Context: an optimization exercise on an open-source flow, tuned for small area, a short achievable clock period and few clock cycles. The choices shown serve that exercise and are no tape-out recipe.
Function was checked by simulation only, so behaviour that the tests miss may differ from the original.
Power is estimated from default activity; no workload was simulated.

===== flow/config.mk =====
export PLATFORM = sky130hd
export DESIGN_NAME = func
export DESIGN_NICKNAME = func
export VERILOG_FILES = /design/flow/design.v
export SDC_FILE = /design/flow/constraint.sdc
export NUM_CORES = 4
export LEC_CHECK = 0
export CAP_MARGIN = 20
export CORE_MARGIN = 2
export CORE_UTILIZATION = 40
export SLEW_MARGIN = 20

===== flow/design.v =====
module mul(
	input clk_i,
	input rst_i,
	input [7:0]a_bi,
	input [7:0]b_bi,
	input start_i,
	output busy_o,
	output reg [15:0] y_bo	
);
	localparam IDLE = 1'b0;
	localparam WORK = 1'b1;
	reg state;
	assign busy_o = state;
	reg[3:0] counter;
	wire[7:0] part_sum;
	wire [15:0] shifted_part_sum;
	reg[7:0] a,b;
	wire[2:0] end_step;
	reg[15:0] part_res;
	assign part_sum = a & {8{b[counter]}};
	assign shifted_part_sum = part_sum << counter;
	assign end_step = (counter == 4'h8);
	always @(posedge clk_i) begin
		if (rst_i) begin
			counter <= 0;
			part_res <= 0;
			y_bo <= 0;
			state <= IDLE;
		end else begin
		case (state)
			IDLE:
			if (start_i) begin
				state <= WORK;
				a <= a_bi;
				b <= b_bi;
				counter <= 0;
				part_res <= 0;
			end
			WORK:
				begin
				if (end_step) begin
					state <= IDLE;
					y_bo <= part_res;
				end				
			part_res <= part_res +
			shifted_part_sum;
			counter <= counter + 1;
			end
		endcase
	end
end
endmodule
module cbrt(
	input clk_i,
	input rst_i,
	input start_i,
	input [7:0]x_bi,
	output busy_o,
	output reg [2:0] y_bo
);
	localparam IDLE = 2'd0;
	localparam SQUARING = 2'd1;
	localparam CUBING = 2'd2;
	reg [1:0] state;
	reg [7:0] a;
	reg [7:0] b;
	reg start_mul;
	wire mul_busy;
	wire [15:0] mul_res;
	mul inner_mul(
		.rst_i(rst_i),
		.clk_i(clk_i),
		.a_bi(a),
		.b_bi(b),
		.start_i(start_mul),
		.busy_o(mul_busy),
		.y_bo(mul_res)
	);
	assign busy_o = (state != IDLE);
	always @(posedge clk_i) begin
	if (rst_i) begin
		a <= 0;
		b <= 0;
		state <= IDLE;
		start_mul <= 0;
	end else begin
	case (state)
		IDLE:
		if (start_i) begin
			a <= 7;
			b <= 7;
			state <= SQUARING;
			start_mul <= 1;
		end
		SQUARING:
		if (start_mul) begin
			start_mul <= 0;
		end else if (!mul_busy) begin
			a <= mul_res;
			state <= CUBING;
			start_mul <= 1;
		end
		CUBING:
		if (start_mul) begin
			start_mul <= 0;
		end else if (!mul_busy) begin
		if (mul_res > x_bi) begin
			a <= b - 1;
			b <= b - 1;
			state <= SQUARING;
			start_mul <= 1;
		end else begin
		y_bo <= b;
		state <= IDLE;
		end
	end
	endcase
	end
end
endmodule
`timescale 1ns / 1ps
module func(
	input rst_i,
	input clk_i,
	input [7:0] a_bi,
	input [7:0] b_bi,
	input start_i,
	output reg [10:0] y_bo,
	output busy_o
);
    localparam IDLE = 2'd0;
    localparam CBRT = 2'd1;
    localparam MUL = 2'd2;
    localparam SUM = 2'd3;
    localparam THREE = 8'h03;
    reg [1:0] state;
    reg start_cbrt;
    wire [2:0] cbrt_res;
    wire [7:0] extended_cbrt_res;
    wire [7:0] shifted_cbrt_res;
    assign extended_cbrt_res = {5'b00000, cbrt_res[2:0]};
    assign shifted_cbrt_res = extended_cbrt_res << 1;
wire cbrt_busy;
    cbrt cbrt_b(
        .x_bi(b_bi),
        .rst_i(rst_i),
        .clk_i(clk_i),
        .start_i(start_cbrt),
        .y_bo(cbrt_res),
        .busy_o(cbrt_busy)
    );
    wire [10:0] mul_res;
    wire mul_busy;
    reg start_mul;
    mul mul(
        .a_bi(a_bi),
        .b_bi(THREE),
        .busy_o(mul_busy),
        .y_bo(mul_res),
        .clk_i(clk_i),
        .rst_i(rst_i),
        .start_i(start_mul)
    );
    assign busy_o = (state != IDLE);
    always @(posedge clk_i) begin
        if (rst_i) begin
            y_bo <= 0;
            state <= IDLE;
            start_cbrt <= 0;
            start_mul <= 0;
        end else begin
            case (state)
                IDLE:
                    if (start_i) begin
                        start_cbrt <= 1;
                        y_bo <= 0;
                        state <= CBRT;
                    end
                CBRT:
                    if (start_cbrt) begin
                        start_cbrt <= 0;
                    end else if (!cbrt_busy) begin
                        start_mul <= 1;
                        state <= MUL;
                    end
                MUL:
                    if (start_mul) begin
                        start_mul <= 0;
                    end else if (!mul_busy) begin
                        state <= SUM;
                    end
                SUM:
                    begin
                        y_bo <= mul_res + shifted_cbrt_res;
                        state <= IDLE;
                    end
            endcase
        end
    end
endmodule

===== flow/run.sh =====
#!/bin/bash
# synth_recipe.tcl (not shown) runs the flow's synth.tcl, then flattens the netlist and writes it again
# the make line also repeats each setting of config.mk as NAME=value (left out here)
make -C /OpenROAD-flow-scripts/flow DESIGN_CONFIG=/design/flow/config.mk WORK_HOME=/design/flow/orfs CLKGATE_MAP_FILE= SYNTH_SCRIPT=/design/flow/synth_recipe.tcl finish

===== flow/constraint.sdc =====
create_clock -name core_clock -period 5.0 [get_ports {clk_i}]
set_input_delay 1.0000 -clock core_clock [delete_from_list [all_inputs] [get_ports {clk_i}]]
set_output_delay 1.0000 -clock core_clock [all_outputs]
set_load 0.01 [all_outputs]

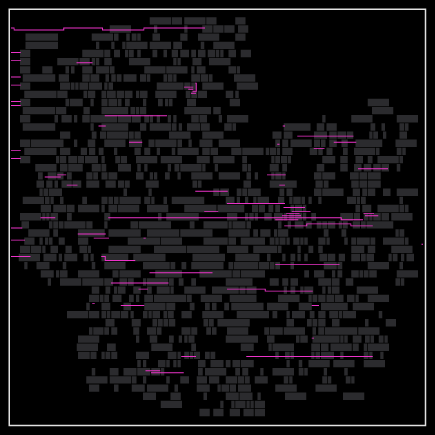
Figure 1: signal wires on met3.
(3 px per micron)
The layer carries 587 microns of wire. The longest straight run is 77.5 microns. The layer holds 3.4% of the routed length.

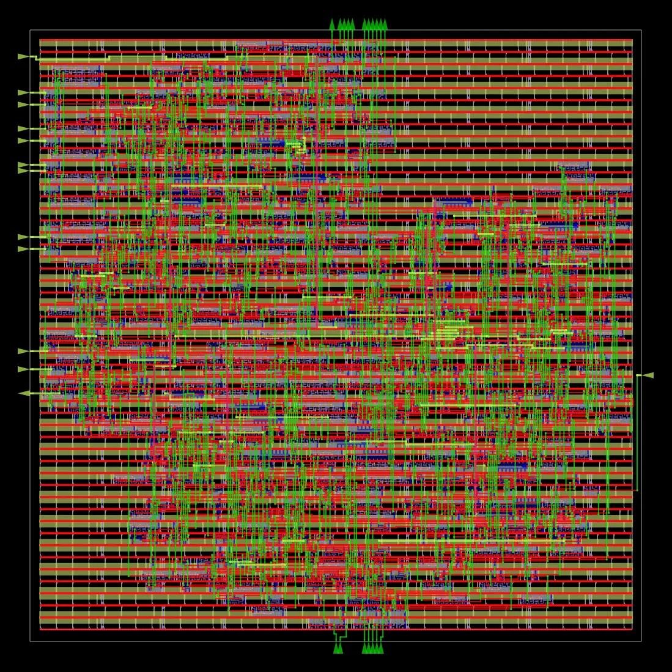
Figure 2: wires after detailed routing.
vias after detailed routing: 5,928
metal2 WL: 8060 microns
WL final: 17,000 microns

power groups by stage:
stage / logic, uW / clock network [uW] / registers, uW
final: 1100 / 1240 / 1310
after global routing: 1240 / 1310 / 1330
after detailed placement: 1090 / 0 / 1340
after floorplan: 891 / 0 / 1250
after global placement: 1090 / 0 / 1340
after CTS: 1100 / 1270 / 1310
cell families (layout without fill, tap and decap cells):
group,count (synthesis),in the layout,share of synthesized area
flip-flops,125,125,0.385
multiplexers,32,32,0.0571
AND/OR/NAND/NOR,315,315,0.214
buffers and inverters,82,105,0.0429
adder cells (fa/ha/maj),53,53,0.0951
AO/OA/AOI/OAI,204,204,0.182
XOR/XNOR,20,20,0.0243
registers in the layout, summed over array words and instances, names as in the netlist, 11 cells and up:
| name | flops |
|---|---|
| cbrt_b.inner_mul.y_bo | 16 |
| mul.y_bo | 11 |
| y_bo | 11 |
| cbrt_b.inner_mul.part_res | 16 |
| mul.part_res | 11 |
routing by layer:
metal	share of wire	up-vias	track usage
li1	-	3025	-
met1	0.48	2783	0.237
met2	0.47	98	0.301
met3	0.034	22	0.0447
met4	0.016	0	0.0575
met5	0	-	0
layout by cell type, fill, tap and decap left out, types with 8 or more instances in the layout:
cell,netlist,final
or3_1,10,10
a211oi_1,8,8
nand2_1,99,99
o21a_1,14,14
nor2_1,74,74
o31ai_1,9,9
and3_1,13,13
edfxtp_1,27,27
nand2b_1,8,8
nand3_1,25,25
clkbuf_16,0,19
dfxtp_1,98,98
a21oi_1,70,70
o21ai_0,28,28
clkdlybuf4s50_1,0,29
inv_1,39,39
xnor2_1,15,15
nor3_1,23,22
nand3b_1,12,12
a22oi_1,17,17
a21o_1,13,13
ha_1,50,50
nor3b_1,8,8
mux2i_1,22,22
cell type report:
class | instances | area [sq um] | area share
Clock inverter | 10 | 109 | 0.0132
Tap cell | 229 | 287 | 0.0347
Timing Repair Buffer | 34 | 328 | 0.0397
Multi-Input combinational cell | 624 | 4130 | 0.500
Sequential cell | 125 | 2770 | 0.336
Clock buffer | 22 | 487 | 0.0589
Inverter | 39 | 146 | 0.0177
critical path, stage by stage, from the launching register on:
cell     delay [ns]
dfxtp_1        0.61
mux4_2         0.62
mux2i_1        0.46
or2_2          0.25
a21oi_1        0.06
ha_1           0.35
a21o_1         0.24
a21oi_1        0.23
a21oi_1        0.14
o31ai_1        0.45
mux2i_1        0.24
nand4_1        0.10
worst max-delay path by stage:
stage                                      startpoint                            end  slack (ns)
after floorplan           cbrt_b.inner_mul.counter[0]  cbrt_b.inner_mul.part_res[15]        1.58
after global placement    cbrt_b.inner_mul.counter[0]  cbrt_b.inner_mul.part_res[15]        1.24
after detailed placement  cbrt_b.inner_mul.counter[0]  cbrt_b.inner_mul.part_res[15]        1.19
after CTS                 cbrt_b.inner_mul.counter[0]  cbrt_b.inner_mul.part_res[15]        1.16
after global routing      cbrt_b.inner_mul.counter[0]  cbrt_b.inner_mul.part_res[15]        0.81
final                     cbrt_b.inner_mul.counter[0]  cbrt_b.inner_mul.part_res[15]        1.14
per-stage QoR:
| step | hold WS [ns] | cells | utilization | worst slack (ns) | power [uW] |
|---|---|---|---|---|---|
| finish | 0.438 | 1083 | 0.463 | 1.14 | 3660 |
| global route | 0.453 | 1083 | 0.463 | 0.807 | 3880 |
| CTS | 0.436 | 1083 | 0.463 | 1.16 | 3690 |
| detailed placement | 0.413 | 1051 | 0.429 | 1.19 | 2430 |
| global placement | 0.412 | 1051 | 0.429 | 1.24 | 2420 |
| floorplan | 0.402 | 831 | - | 1.58 | 2140 |
==> results.cfg <==
[run_status]
outcome = timing/DRC/antenna clean

[timing]
tns_ns = 0
post-route-period-util = 0.771
worst_pin_slew_ns = 1.02
slew_viol_final = 0
rsz0062_at_grt = no
fmax_mhz = 259
setup_viol = 0
skew_ns = 0.0129
hold_viol = 0
slew_headroom = 0.317
period_minus_slack_ns = 3.86

[floorplanning]
pin_count = 31
rows = 49
die_width_microns = 138
start_util = 0.404
die_h_microns = 138
core_area_sq_um = 17800
die-area_sq_um = 19100

[critical_path]
cp.arrival_ns = 4.15
endpoint_kind = flip-flop
r2r-end = cbrt_b.inner_mul.part_res[15]
reg2reg_from = cbrt_b.inner_mul.counter[0]
worstRegToRegCells = 11
crit_fanout = 12
required_ns = 5.30
rrSetupSlack_ns = 1.14
worstSetupPathType = flip-flop to flip-flop
cp-start-kind = flip-flop

[clock_network]
hold_buffers = 0
cts_root_buffer = clkbuf_16
path_clk_slew_ns = 0.06
post_cts_resized = 0
cts_buffer_depth = 2
clkLatencyLatePin_ns = 0.43
cts_buffers = 17
cts.sinks = 125
htreeDepth = 4
cts_tree = built
cts_setup_buffers = 0

[yosys]
yosysSeqAreaShare = 0.385
syn-cell-area_sq_um = 7210
synthTopCellsByCount = nand2_1, dfxtp_1, nor2_1, a21oi_1, ha_1
synth_cells = 831
synth.avg_cell_area_sq_um = 8.68
ys_ff_latch = 125
synth-main-ff-cell = dfxtp_1
yosysWarnings = 4
synthArstFlopShare = 0
yosys-top-cells-area = dfxtp_1, edfxtp_1, ha_1
yosys.area.top_type = dfxtp_1
synth-edff-count = 27
syn_nets = 903
yosysMostFrequentCell = nand2_1
synth.distinct_cells = 64
synth_top_area_frac = 0.272

[pwr]
leakage_uw = 0.00320
p_int_uw = 2390
ir_worst_vdd_v = 0.000266
power_frac_clock = 0.340
swShare = 0.346
p_sw_uw = 1270
seq_power_share = 0.359
power_density_nw_per_um2 = 443

[drt]
route.detailed.drc = 0
first_pass_iters = 4
ant_nets = 0
wire_per_inst_microns = 15.7
viasPerCell = 5.47
drt-initial-drc-count = 312

[worst_hold_path]
whs_endpoint = cbrt_b.inner_mul.a[2]
hold_depth = 0
hp-class = flip-flop to flip-flop
holdCritStartpoint = cbrt_b.a[2]

[cells_and_area]
drive_gt1_frac = 0.0597
n_antenna_cell = 0
nets = 913
fillers = 1722
final_area_sq_um = 8260
area_growth_pct = 14.6

[global_routing]
antenna_found_initial = 0
grt_pass1_vias = 5745
grt_pass1_wl_microns = 28500
grtUsageTotal = 0.183
grt_max_degree = 54
grt-ovfl-total = 0

[flow_run]
cap_violations = 0

[placement]
port-buffer-count = 30
dpl.hpwl_microns = 12200
place.gp.congestion = 0.850
dpl-instance-area_sq_um = 7660
Testbench counts, summed over its fixed seeds: cycles 231,668.

afterwards: timing with drivers on the ports:
How much do the figures lean on ideal ports? The routed layout below was timed once more, with nothing changed but the port constraints. Step 1: set_driving_cell puts a clkbuf_16 on clk_i and a buf_2 on each other input, an assumption about the parent block. Step 2, shift: input delay + t, output delay - t, t = (earliest + latest rising clock arrival at the registers) / 2. This alone moves slack from input paths to output paths. a / b / c = no drivers / after step 1 / after step 2; a / b = the first two.
t (ns): 0.466
slack for setup (ns): 1.144 / 1.144 / 1.144
worst slew at a driven data input, ns: 0.04
After both steps this run still meets setup and hold. The setup slack of this run moves by 0.000 ns with the drivers and by 0.000 ns with both steps.
